From an optimization exercise on the open Yosys and OpenROAD flow, aimed at small area and a short achievable clock period; shortcuts taken in it are not production practice.
Only the layout flow was run in this run; the RTL was not checked for function there.

==> design/flow/run.sh <==
#!/bin/bash
# synth_recipe.tcl (not shown) runs the flow's synth.tcl, then flattens the netlist and writes it again
# the make line also repeats each setting of config.mk as NAME=value (left out here)
make -C /OpenROAD-flow-scripts/flow DESIGN_CONFIG=/design/flow/config.mk WORK_HOME=/design/flow/orfs CLKGATE_MAP_FILE= SYNTH_SCRIPT=/design/flow/synth_recipe.tcl finish
==> design/flow/config.mk <==
export PLATFORM = sky130hd
export DESIGN_NAME = DLL_RX_TOP
export DESIGN_NICKNAME = DLL_RX_TOP
export VERILOG_FILES = /design/flow/design.v
export SDC_FILE = /design/flow/constraint.sdc
export NUM_CORES = 4
export LEC_CHECK = 0
export CAP_MARGIN = 20
export CORE_MARGIN = 2
export CORE_UTILIZATION = 40
export SLEW_MARGIN = 20
==> design/flow/constraint.sdc <==
create_clock -name core_clock -period 40.0 [get_ports {clk}]
set_input_delay 8.0000 -clock core_clock [delete_from_list [all_inputs] [get_ports {clk}]]
set_output_delay 8.0000 -clock core_clock [all_outputs]
set_load 0.01 [all_outputs]
==> design/flow/design.v <==
module Demux (
    input wire [127:0]       I_DLL,
    input wire               In_vld,
    input wire [5:0]        In_len,
    input wire               In_end,
    input wire               In_type,
    output reg [127:0]      TLP_Dmux_o,
    output reg [63:0]       DLLP_Dmux_o,
    output reg              Dmux_vld_dllp, 
    output reg              Dmux_vld_tlp,  
    output reg              Dmux_o_end,
    output reg [5:0]        Dmux_o_len
);
always @(*) begin 
    TLP_Dmux_o = 128'b0;
    DLLP_Dmux_o = 64'b0;
    Dmux_vld_dllp = 1'b0;
    Dmux_vld_tlp = 1'b0;
    Dmux_o_len = 6'b0;
    Dmux_o_end = 1'b0;
    if (In_vld) begin
        if (!In_type) begin
            Dmux_o_len = 6'd6;  
            Dmux_vld_dllp = 1'b1;
            DLLP_Dmux_o = I_DLL[127:64];  
            Dmux_o_end = 1'b1;          
        end
        else begin 
            Dmux_o_len = In_len - 6;  
            Dmux_vld_tlp = 1'b1;
            TLP_Dmux_o = I_DLL;
            Dmux_o_end = In_end;         
        end
    end  
  else  begin 
    TLP_Dmux_o = 128'b0;
    DLLP_Dmux_o = 64'b0;
    Dmux_vld_dllp = 1'b0;
    Dmux_vld_tlp = 1'b0;
    Dmux_o_len = 6'b0;
    Dmux_o_end = 1'b0;
  end
end
endmodule
module next_rcv_seq_counter (
    input wire clk,                    
    input wire rst,                  
    input wire DL_Down,        
    input wire NRS_INC,       
    output reg [11:0] next_rcv_seq      
);
    always @(posedge clk or negedge rst) begin
        if (!rst) begin
            next_rcv_seq <= 12'h000;
        end
        else if (DL_Down) begin
            next_rcv_seq <= 12'h000;
        end
        else if (NRS_INC) begin
            next_rcv_seq <= next_rcv_seq + 1'b1;
        end
    end
endmodule
module  ack_nak_lat_timer (
    input wire          clk,
    input wire          rst, 
    input wire          lat_timer_start ,  
    input wire          ack_scheduled ,
    input wire          nak_scheduled,
    output reg             ack_nak_time_out             
);
reg [8:0]   timer ; 
reg [8:0]   timer_nxt ; 
reg  ack_nak_time_out_reg ;
parameter timer_limit =  300 ;
typedef enum  
{
    idle ,
    timer_run ,
    reset_halt ,
    reset_run  
}state_t;
state_t current_state, next_state ;
always @(posedge clk or negedge rst) begin 
   if(!rst)  
   begin  
        current_state <= idle ;
        timer <= 9'b0 ; 
        ack_nak_time_out_reg<= 0 ;
     end
     else begin 
        current_state <= next_state ;
        timer <= timer_nxt ; 
        ack_nak_time_out_reg <= ack_nak_time_out;
     end
end
always @(*) begin 
timer_nxt =timer ; 
ack_nak_time_out = ack_nak_time_out_reg;  
   case(current_state) 
    idle : begin   
        timer_nxt = 0 ;
        if(lat_timer_start)   
         begin 
            next_state = timer_run ;
            timer_nxt = timer_nxt + 1'b1 ;
         end
         else  
            begin 
                next_state = idle ;
                timer_nxt = 9'b0 ;  
            end
    end 
    timer_run : begin 
        timer_nxt = timer_nxt + 1'b1 ;  
        if(timer == timer_limit) begin  
            next_state = reset_halt ;
            ack_nak_time_out = 1 ;    
            timer_nxt = timer  ;
        end  
        else if (nak_scheduled) begin 
             next_state  =reset_halt ; 
        end
        else   begin 
            next_state = timer_run ;
            ack_nak_time_out = 0 ;  
        end
    end
    reset_halt : begin   
         timer_nxt = 0 ;
        if(lat_timer_start) 
        begin  
            next_state = timer_run ;  
        end
        else  
            next_state = idle ;
    end 
    default : begin 
                 next_state = idle ;
                 ack_nak_time_out = 0;
    end
   endcase 
end
endmodule 
module SEQ_CHKR 
(
input wire          clk , rst , 
input wire          LCRC_chk_vld_tlp ,
input wire          Dmux_vld_tlp ,
input wire  [127:0] TLP_Dmux_o ,
input wire  [5:0]   Dmux_o_len ,  
input wire          Dmux_o_end ,    
input wire  [11:0]  NRS , 
output reg          NRS_INC ,
output reg          schedule_ack ,    
output reg          NAK_SCHEDULED,
output reg   [11:0] req_seq_num,  
output reg   [127:0] Data_o   ,
output reg           Data_vld , 
output reg           Data_end ,
output reg   [5:0]   Data_len  ,
output reg           lat_timer_start                
);
logic [15:0] received_tlp_seq ; 
reg   [15:0] received_tlp_seq_reg; 
logic [255:0] tlp_payload ; 
reg   [261:0] tlp_payload_buff [1:0] ;   
logic   start_transmitting ;  
logic  [127:0] TLP_Dmux_o_reg; 
logic   [11:0]  req_seq_num_reg;
logic w_ptr,w_ptr_c; 
logic r_ptr,r_ptr_c; 
logic wr_en; 
logic rd_en;
logic short_tlp ;
logic [2:0] trans_segs ;  
logic [2:0] receive_segs ;  
logic [5:0] expected_len ;
assign expected_len = Dmux_o_len - 6; 
logic tlp_end; 
logic NAK_SCHEDULED_reg ;
typedef enum {
idle ,
receive_1, 
receive_2 ,
compare_chk 
}state_w; 
state_w current_state , next_state ;
typedef enum {
trans_1,
trans_2
}state_t; 
state_t curr_s,nxt_s ;
always@(posedge clk or negedge rst) 
begin 
  if(!rst)  begin 
       current_state<=idle ; 
       received_tlp_seq_reg<=0; 
       curr_s <= trans_1 ; 
       NAK_SCHEDULED_reg<=0;
       req_seq_num_reg<=0;
  end 
  else  
  begin 
    current_state <= next_state ; 
    received_tlp_seq_reg<= received_tlp_seq; 
    curr_s <= nxt_s; 
    NAK_SCHEDULED_reg<=NAK_SCHEDULED;
    req_seq_num_reg<=req_seq_num;
  end
end
always@(*) 
begin  
    received_tlp_seq= received_tlp_seq_reg ;
    start_transmitting = 0;
    wr_en = 0 ; 
    NRS_INC =0;
    schedule_ack =0 ;
    NAK_SCHEDULED = NAK_SCHEDULED_reg ;
    req_seq_num = req_seq_num_reg; 
    receive_segs =0 ; 
    tlp_end=0; 
    lat_timer_start =0 ;
case (current_state)  
 idle: begin  
       if(Dmux_vld_tlp)  
        begin   
            received_tlp_seq = TLP_Dmux_o[127 :112] ;   
            wr_en =1 ;  
           receive_segs =1;  
            next_state = receive_1 ;
        end  
        else  begin 
         next_state = idle ; 
         wr_en = 0 ;
        end
 end 
   receive_1 : begin 
            if(Dmux_vld_tlp)  
            begin   
                wr_en =1;
                if(Dmux_o_end)  begin  
                  next_state = compare_chk ;
                  tlp_end =1; 
                  receive_segs = 2 ;
                end
                else  begin 
                    next_state =receive_2 ;
                    receive_segs = 3 ;
                end
            end   
            else  begin 
            next_state = idle ;
             wr_en =0;
            end
   end
   receive_2 : begin  
            if(Dmux_vld_tlp) begin  
                wr_en =1; 
                next_state =compare_chk ; 
                receive_segs = 4;
            end 
            else  begin 
            next_state = idle ;  
            wr_en = 0;
            end
   end
    compare_chk : begin   
        next_state = idle ;
        wr_en =0;
         if(LCRC_chk_vld_tlp)  
         begin  
            if(received_tlp_seq == {4'b0,NRS} )  begin  
              schedule_ack =1 ;  
              lat_timer_start =1;
              start_transmitting =1 ;  
              NRS_INC=1;  
              req_seq_num = received_tlp_seq ; 
              NAK_SCHEDULED = 0; 
            end
            else if (received_tlp_seq < {4'h0,NRS})  begin  
              schedule_ack = 1;  
              req_seq_num = NRS - 1 ;
              start_transmitting = 0 ;   
              NAK_SCHEDULED = 0;
            end
            else  begin   
             NAK_SCHEDULED =1 ; 
             req_seq_num  =  NRS - 1  ;   
             start_transmitting = 0 ;     
            end  
         end 
        else   begin  
         NAK_SCHEDULED =1; 
         req_seq_num = received_tlp_seq;
        end
    end   
    default : begin  
        wr_en = 0 ;
        next_state = idle ;
        NRS_INC =0 ; 
        schedule_ack = 0 ; 
        NAK_SCHEDULED = NAK_SCHEDULED_reg;
        req_seq_num = req_seq_num_reg ; 
        tlp_end=0; 
        lat_timer_start= 0;
    end 
endcase 
end 
always @(*)  
begin 
    rd_en = 0 ; 
    short_tlp =0; 
    trans_segs =0 ;
   case(curr_s)
    trans_1: begin   
        if(start_transmitting)  
        begin    
              trans_segs = 1 ;  
              rd_en = 1; 
              if(tlp_payload_buff[r_ptr][261:256] == 16) begin
              nxt_s  = trans_1 ;  
              short_tlp = 1 ;
              end
              else  
              nxt_s = trans_2 ;  
        end 
        else          
        begin  
            nxt_s = trans_1 ;
            rd_en = 0 ;
        end 
    end 
     trans_2 :  begin  
        trans_segs = 3'd2 ; 
        rd_en =1 ;   
        nxt_s =trans_1 ;  
    end
    default : begin  
      rd_en = 0 ;
      short_tlp = 0 ; 
      trans_segs = 0 ;
      nxt_s = trans_1 ;
    end
   endcase 
end
 always@(posedge clk)  begin  
    if (!rst)  begin 
         for(integer i=0; i<2; i=i+1)
        tlp_payload_buff[i] <= {256{1'b0}}; 
        w_ptr <= 0 ; 
        r_ptr <= 0 ; 
        Data_vld <= 0;
        Data_o<=128'b0 ;  
        Data_len<=0;
        Data_end<=0;
        TLP_Dmux_o_reg<=0;
    end  
    else   
      begin 
        TLP_Dmux_o_reg<=TLP_Dmux_o;
        case(receive_segs)   
        3'd1:   begin 
        if(wr_en) begin 
           tlp_payload_buff[w_ptr][255:144] <= TLP_Dmux_o[111:0] ;  
           tlp_payload_buff[w_ptr][261:256] <= Dmux_o_len ;
        end
        end
        3'd2: begin 
        if(wr_en) begin 
           tlp_payload_buff[w_ptr][143:128] <= TLP_Dmux_o[127:112]  ; 
           tlp_payload_buff[w_ptr][127:0] <= 128'b0;   
           if(tlp_end) begin 
                  w_ptr <= w_ptr + 1'b1 ;
            end   
        end
        end
        3'd3:  begin  
          if(wr_en) begin 
            tlp_payload_buff[w_ptr][143:16] <= TLP_Dmux_o ;
          end
        end 
        3'd4 : begin  
          if(wr_en) begin 
            tlp_payload_buff[w_ptr][15:0] <= TLP_Dmux_o[127:112] ;   
            w_ptr <= w_ptr + 1'b1 ;
          end
        end
        endcase 
      end
      case(trans_segs)  
        3'd0: begin 
             Data_vld <=0;  
             Data_o<=0; 
             Data_end<=0;  
             Data_len<=0;
        end
        3'd1 : begin  
          if (rd_en) begin 
            Data_o  <= tlp_payload_buff[r_ptr][255:128] ;   
            Data_len <= tlp_payload_buff[r_ptr][261:256] ;
            Data_vld  <=1; 
            if(short_tlp)  begin 
              r_ptr <= r_ptr + 1'b1;
              Data_end <=1;
            end
            else    begin 
             Data_end <=0; 
            end 
          end
        end
        3'd2 :  begin  
          if (rd_en) begin  
            Data_o  <= tlp_payload_buff[r_ptr][127:0] ;   
            Data_vld <=1;  
            r_ptr <= r_ptr + 1'b1; 
            Data_end<=1;
          end
        end
        endcase
 end
endmodule 
module lcrc_chk 
(
   input wire          clk ,rst ,
   input wire          Dmux_vld_tlp ,
   input wire  [127:0] TLP_Dmux_o ,
   input wire  [5:0]   Dmux_o_len ,
   input wire          Dmux_o_end , 
   output reg          LCRC_chk_vld_tlp 
); 
parameter POLY = 32'h04C11DB7;
reg [271:0] data_collected ; 
reg [271:0] data_collected_reg ; 
reg [31:0] lcrc_received;  
reg [31:0] lcrc_received_reg;  
reg [31:0] generated_lcrc;
integer i; 
bit din ; 
reg completed_data;
logic tlp_truncated; 
typedef enum 
{
idle ,
receive_1 , 
receive_2,
compute_lcrc
} state_t;
state_t current_state, next_state ;
always@(posedge clk or negedge rst) begin 
if(!rst) begin 
      current_state <= idle ;   
      data_collected_reg <= 272'b0; 
      lcrc_received_reg <= 32'hFFFFFFFF;  
end
else  
begin 
    current_state <= next_state ;
      data_collected_reg <= data_collected;  
      lcrc_received_reg <= lcrc_received; 
end
end
 always@(*) 
 begin 
   LCRC_chk_vld_tlp = 1'b0;
   din = 1'b0;
   i = 0;
   generated_lcrc = 32'hFFFFFFFF;  
   tlp_truncated = 1'b0;  
   data_collected = data_collected_reg; 
   lcrc_received = lcrc_received_reg; 
   completed_data = 0;  
   case(current_state) 
      idle :  begin 
      if(Dmux_vld_tlp)     
        begin 
               data_collected[271:144] = TLP_Dmux_o ; 
               next_state = receive_1 ;
        end
        else  begin 
        next_state =idle ;  
        data_collected = data_collected_reg ; 
        end
      end
    receive_1 : begin 
         if(Dmux_vld_tlp) begin 
             if(Dmux_o_end) begin   
                data_collected[143:128] = TLP_Dmux_o [127:112] ;   
                data_collected[271:144] =data_collected_reg[271:144]; 
                lcrc_received = TLP_Dmux_o[111-:32] ;  
                 next_state = compute_lcrc ; 
                 tlp_truncated = 1 ;   
             end
             else begin 
                    data_collected[143:16] = TLP_Dmux_o;
                    data_collected[271:144] = data_collected_reg[271:144]; 
                    next_state = receive_2 ;
             end
         end
         else 
         next_state =idle ;
    end
    receive_2 :begin 
        if(Dmux_vld_tlp) begin 
                data_collected[15:0] = TLP_Dmux_o[127:112];  
                data_collected[143:16] = data_collected_reg[143:16]; 
                  data_collected[271:144] = data_collected_reg[271:144];
                lcrc_received = TLP_Dmux_o[111:80];    
                next_state = compute_lcrc ;
        end 
        else  
        next_state = idle ;
    end
    compute_lcrc : begin  
           next_state = idle ; 
            if(tlp_truncated)begin 
                  for (i = 0; i < 144; i = i + 1) begin  
                     din = data_collected[271 - i] ^ generated_lcrc[31];     
                     generated_lcrc = (generated_lcrc << 1);
                    if (din) generated_lcrc = generated_lcrc ^ POLY;
                end  
                if(generated_lcrc == lcrc_received) begin 
                     LCRC_chk_vld_tlp = 1'b1;  
                     generated_lcrc = 32'hFFFFFFFF;  
                  end
                  else begin 
                     LCRC_chk_vld_tlp = 1'b0;  
                     generated_lcrc = 32'hFFFFFFFF;  
                  end
            end 
            else begin   
               completed_data =1 ;  
                for (i = 0; i < 272; i = i + 1) begin  
                     din = data_collected[271 - i] ^ generated_lcrc[31];     
                     generated_lcrc = (generated_lcrc << 1);
                    if (din) generated_lcrc = generated_lcrc ^ POLY;
                end
                  if(generated_lcrc == lcrc_received) begin 
                        LCRC_chk_vld_tlp = 1'b1;  
                     end
                     else begin 
                        LCRC_chk_vld_tlp = 1'b0;  
                     end
            end
    end
    default : begin 
        next_state = idle ;  
        LCRC_chk_vld_tlp = 1'b0;  
        tlp_truncated = 1'b0;  
    end
   endcase
 end
endmodule
module CRC_CHK (
    input wire          Dmux_vld_dllp,
    input wire  [63:0] DLLP_Dmux_o,
    output reg          CRC_CHK_vld_dllp
);  
parameter POLY = 16'h100B ;
integer i ;
bit din; 
wire [15:0] crc_received ;
reg [15:0] generated_crc ;
assign crc_received = DLLP_Dmux_o[31:16];  
always @(*) begin 
CRC_CHK_vld_dllp = 1'b0;
generated_crc = 16'hFFFF;  
din = 1'b0;
i = 0;
  if(Dmux_vld_dllp) begin 
      for(i = 0 ; i < 32 ; i= i+1) begin 
            din  = DLLP_Dmux_o[63 - i] ^ generated_crc[15];   
            generated_crc = (generated_crc << 1);
            if (din) generated_crc = generated_crc ^ POLY;
      end
       if(generated_crc == crc_received) begin 
        CRC_CHK_vld_dllp = 1'b1;  
       end
       else 
        CRC_CHK_vld_dllp = 1'b0;  
  end
    else 
        generated_crc = 16'hFFFF;  
end
endmodule 
module DLL_RX_TOP (
    input wire clk,
    input wire rst,
    input wire DL_Down,
    input wire [127:0] I_DLL,
    input wire In_vld,
    input wire [5:0] In_len,
    input wire In_end,
    input wire In_type, 
    input wire  initiate_ack ,
    input wire  initiate_nak , 
    output wire [127:0] Data_o,
    output wire Data_vld,
    output wire Data_end,
    output wire [5:0] Data_len,
    output wire [11:0] req_seq_num,
    output wire schedule_ack,
    output wire NAK_SCHEDULED,
    output wire CRC_CHK_vld_dllp ,
    output wire ack_nak_time_out 
);
    wire [127:0] TLP_Dmux_o;
    wire [63:0] DLLP_Dmux_o;
    wire Dmux_vld_dllp;
    wire Dmux_vld_tlp;
    wire Dmux_o_end;
    wire [5:0] Dmux_o_len;
    wire [11:0] NRS ;
    wire LCRC_chk_vld_tlp; 
    wire NRS_INC ; 
    wire lat_timer_start;
    Demux demux_inst (
        .I_DLL(I_DLL),
        .In_vld(In_vld),
        .In_len(In_len),
        .In_end(In_end),
        .In_type(In_type),
        .TLP_Dmux_o(TLP_Dmux_o),
        .DLLP_Dmux_o(DLLP_Dmux_o),
        .Dmux_vld_dllp(Dmux_vld_dllp),
        .Dmux_vld_tlp(Dmux_vld_tlp),
        .Dmux_o_end(Dmux_o_end),
        .Dmux_o_len(Dmux_o_len)
    );
    lcrc_chk lcrc_checker (
        .clk(clk),
        .rst(rst),
        .Dmux_vld_tlp(Dmux_vld_tlp),
        .TLP_Dmux_o(TLP_Dmux_o),
        .Dmux_o_len(Dmux_o_len),
        .Dmux_o_end(Dmux_o_end),
        .LCRC_chk_vld_tlp(LCRC_chk_vld_tlp)
    );
    SEQ_CHKR seq_checker (
        .clk(clk),
        .rst(rst),
        .LCRC_chk_vld_tlp(LCRC_chk_vld_tlp),
        .Dmux_vld_tlp(Dmux_vld_tlp),
        .TLP_Dmux_o(TLP_Dmux_o),
        .Dmux_o_len(Dmux_o_len),
        .Dmux_o_end(Dmux_o_end),
        .NRS(NRS),
        .NRS_INC(NRS_INC),
        .schedule_ack(schedule_ack),
        .NAK_SCHEDULED(NAK_SCHEDULED),
        .req_seq_num(req_seq_num),
        .Data_o(Data_o),
        .Data_vld(Data_vld),
        .Data_end(Data_end),
        .Data_len(Data_len),
        .lat_timer_start(lat_timer_start)
    );
    next_rcv_seq_counter nrs_counter (
        .clk(clk),
        .rst(rst),
        .DL_Down(DL_Down),
        .NRS_INC(NRS_INC),
        .next_rcv_seq(NRS)
    );
    CRC_CHK crc_checker (
        .Dmux_vld_dllp(Dmux_vld_dllp),
        .DLLP_Dmux_o(DLLP_Dmux_o),
        .CRC_CHK_vld_dllp(CRC_CHK_vld_dllp)
    );
    ack_nak_lat_timer latency_timer (
        .clk(clk),
        .rst(rst),
        .lat_timer_start(lat_timer_start),
        .ack_scheduled(initiate_ack),
        .nak_scheduled(initiate_nak),
        .ack_nak_time_out(ack_nak_time_out)
    );
endmodule
==> implementation parameters <==
Parameter                              Value

Clock tree
  Setup repair bufs after CTS    0
  Max H-tree Level    3
  Bufs on Longest Clock Path    3
  TritonCTS clock tree    yes
  Clock sink count    1024
  Register clock-pin slew on the reported worst setup and hold paths    0.06 ns
  CTS root buffer    sky130_fd_sc_hd__clkbuf_16
  Clock insertion delay at the later pin of the skew report    0.78 ns
  Quantity of gates resized following cts    0
  Inserted Clock Buffers    109
  Cts hold-fix bufs    0

STA
  Final setup slack of the worst path    3.09 ns
  Worst-Margin Slew    1.10 ns
  Worst-case headroom to the max-slew limit    0.250
  Highest achievable clock rate    between 20 and 30 MHz
  RSZ-0062 raised after global routing    false
  Hold Fails Final Rpt    0
  Hold slack final    roughly 0.47 ns
  Final total negative setup slack    0 ns
  Total of endpoints with negative setup slack in the final report    0
  Final Max Tran Viols    0
  Minimum period implied by the final worst setup slack    between 30 and 40 ns
  Ratio of final minimum period to clock period    0.923

Hold path
  Sink of the worst hold path    seq_checker.Data_len[4]$_DFF_P_
  Hold path startpoint    seq_checker.Data_len[4]$_DFF_P_
  Class of the tightest hold or removal check    reg2reg
  Number of stages on the worst hold path    2

Yosys
  Cell taking the most area after synthesis    sky130_fd_sc_hd__xnor3_1
  Synthesized netlist net count    5764
  Number of distinct library cell variants in the gate-level netlist after synthesis    71
  Largest cells by area after synthesis    sky130_fd_sc_hd__xnor3_1, sky130_fd_sc_hd__edfxtp_1, sky130_fd_sc_hd__xnor2_1
  Commonest cells in the synthesized netlist    sky130_fd_sc_hd__xnor2_1, sky130_fd_sc_hd__xnor3_1, sky130_fd_sc_hd__edfxtp_1
  Most used flip-flop cell after synthesis    sky130_fd_sc_hd__edfxtp_1
  Most instantiated library cell after synthesis    sky130_fd_sc_hd__xnor2_1
  Syn Area/Cell    14.2 um2
  Count of flip-flops with a built-in enable after synthesis    524
  Combinational family with the most area after synthesis    XOR/XNOR gates
  Post-synth ARST share    0.354
  Flip-flop and latch count after synthesis    roughly 1000
  Area share of the largest cell type after synthesis    0.228
  Register area share after synthesis    0.347
  Compound-Gate Fraction of Synth Area    0.0270
  Synthesized-area fraction occupied by xor and xnor cells    0.469
  Simple-gate portion of the synthesized area    0.0642
  Cells after Synth    5601
  Syn. warnings    6
  Area share of fa/ha/maj cells after synthesis    0.00330
  Mapped cell area    0.0795 mm2
  Mux cell area share after synthesis    0.0761

Status
  Run status    finished clean

Global route
  Layer carrying the most global-route usage    met2
  Routing usage on met2    0.387
  Wire length of the first global-routing pass    350000 um
  Number of antenna violations at the first check in global routing    29
  Total global-route track usage    0.241
  Largest net degree at the start of global routing    147
  Met1 routing resource usage after global routing    0.337
  Residual overflow from global routing    0
  M3 GR Usage    0.0296
  Vias in the first global route    about 46000

Drt
  Wire length after detailed routing    around 250000 um
  Post-detailed-route wirelength per cell    between 20 and 30 um
  Highest metal layer with signal wires    met5
  Final antenna-violating net count    0
  Total number of vias    45500
  First-pass iteration count of the detailed router    5
  M1 WL    108000 um
  Final routed DRC violation total    0
  Wire length on met3    13800 um
  Drt via density    between 5 and 6
  Number of violations reported at the end of detailed-routing iteration 0    between 3000 and 4000
  WL met2    approximately 120000 um

Layout
  Biggest area consumer among cell classes    multi-input combinational cells
  Num sequential    1024
  Share of cells above drive strength 1    0.168
  Non-clock inverter instance count of the final layout    22
  Non-filler instance count after layout    8625
  Area of all placed cells without fillers    0.0895 mm2
  Area occupied by multi-input gates    0.0510 mm2
  Area grow syn2layout    12.5%
  Number of non-clock buffers in the layout    395
  Multi-input gates    4327
  Clock buf count    between 150 and 200
  Flip-flop count of the largest register after layout    524
  Fillers    ~18000
  Most common cell after layout, fill and taps aside    sky130_fd_sc_hd__xnor2_1
  N_diodes    12
  Clock buf/inv share    0.0419
  Commonest cells after routing, fill and taps aside    sky130_fd_sc_hd__xnor2_1, sky130_fd_sc_hd__xnor3_1, sky130_fd_sc_hd__edfxtp_1
  Sequential cell area in the final layout    between 0.02 and 0.03 mm2
  Proportion of final cell area spent on non-clock buffers    0.0418
  Final net count    6042
  Fraction of area in multi-input gates    0.570

Critical path
  CP Data Arrival Time    approximately 29 ns
  CP Data Required Time    about 32 ns
  Count of buffering cells on the critical path with inverters included    2
  Source of the critical timing path    lcrc_checker.data_collected_reg[268]$_DFFE_PN0P_
  Critical Path Max Stage Delay    0.97 ns
  Last element of the critical path    req_seq_num[0]
  Library cell contributing the largest single delay on the critical path    sky130_fd_sc_hd__xnor3_1
  Sort of element at the start of the critical path    flop
  Path depth of the worst reg2reg path    52
  Peak fanout along the critical path    49
  Start of the worst register-to-register path    lcrc_checker.data_collected_reg[268]$_DFFE_PN0P_
  WP depth    52
  Element type at the critical path end    output port
  Worst-case register-to-register setup slack    10.82 ns
  Endpoint of the lowest-slack register-to-register path    seq_checker.Data_o[45]$_DFF_P_
  Type of the worst setup path    reg2out
  CP delay by family, top    XOR/XNOR gates
  CP most frequent cell    sky130_fd_sc_hd__xnor3_1

Placement
  Minimum setup slack after placement    4.22 ns
  Routability-driven placement congestion ratio    0.961
  Placed Instance Area    0.0857 mm2
  Placed cells    8406
  Number of buffers added on ports    292
  Detailed-placement wirelength estimate    about 190000 um

Floorplan
  Total Die Area    0.202 mm2
  Initial Util    0.403
  Number of I/O pins    slightly below 300
  Number of well-tap cells placed    2640

Job
  Max-cap check violation count    0
### Floorplan with the power grid

Pins as bars on the die edge.
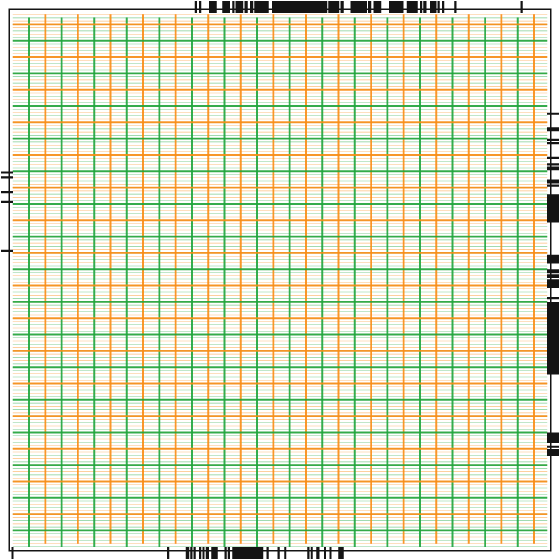
- VSS: green
- VDD: orange
- rows: 163
- met1 rails: 164
- signal pins: 294
- met5 straps: 32
total core area: 0.197 mm2
Die X: 450 um
overall die height: 450 um

### Cell classes on the final placement

The bar under the picture is 100 um long.
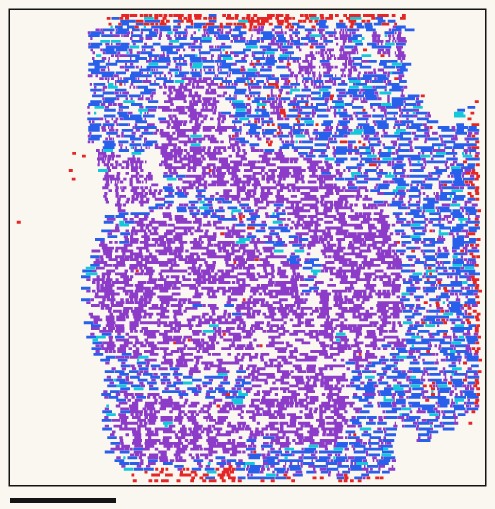
- sequential cells: blue (cells 1024; share of their area 32%)
- remaining logic cells: purple (cells 4349; share of their area 59%)
- clock drivers and dummy loads: cyan (cells 205; share of their area 4.4%)
- remaining buffers and delay cells: red (cells 395; share of their area 4.3%)
register fraction of the total cell area: 0.308
number of core rows: 163
end-of-flow core utilization: 0.453

### Clock network drawn from the DEF

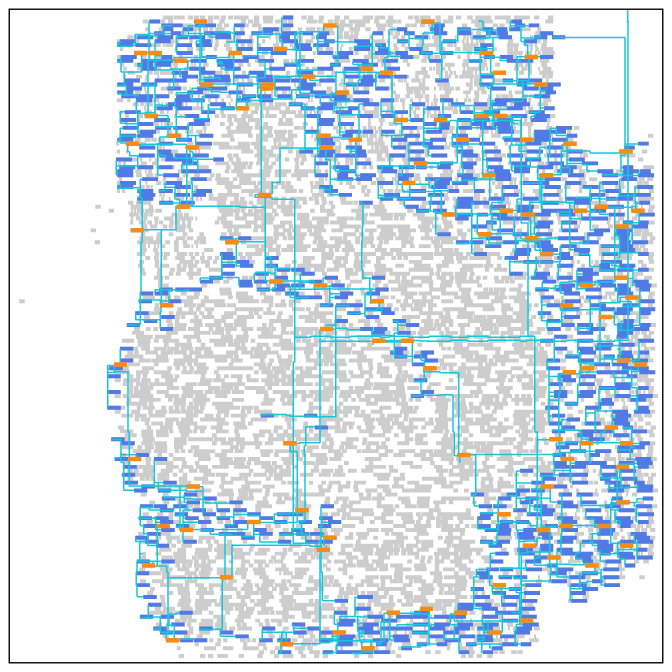
- clock-net drivers: orange (count 109)
- flip-flops: blue (count 1024)
- clock wires: cyan (length 14600 um)
- routed clock nets: 110
- flops lie: spread over the die
worst clock skew on the final layout: 0.0473 ns

[re-timing with driven ports]
The flow's constraints put no driver on any port. The routed layout listed below was extracted and timed again, unchanged, in two steps. Step 1, drivers: a clkbuf_16 drives clk and a buf_2 each remaining input, both assumed. Step 2 moves the port delays by t, midway between the first and last clock arrival at a register: inputs arrive t later, outputs are due t later. That takes back most of the time a late clock gives input paths. Three values: no drivers, after step 1, after step 2; two values: the first two.
t (ns): 0.849
slack for setup (ns): 3.087 / 3.000 / 3.848
worst hold slack (ns): 0.467 / 0.467 / 0.467
worst register clock-pin slew, ns: 0.07 / 0.07
pins driven straight from the clock port: 1
After both steps this run still meets setup and hold. For this run, drivers alone change the setup slack by -0.087 ns; drivers and shift together by +0.761 ns.
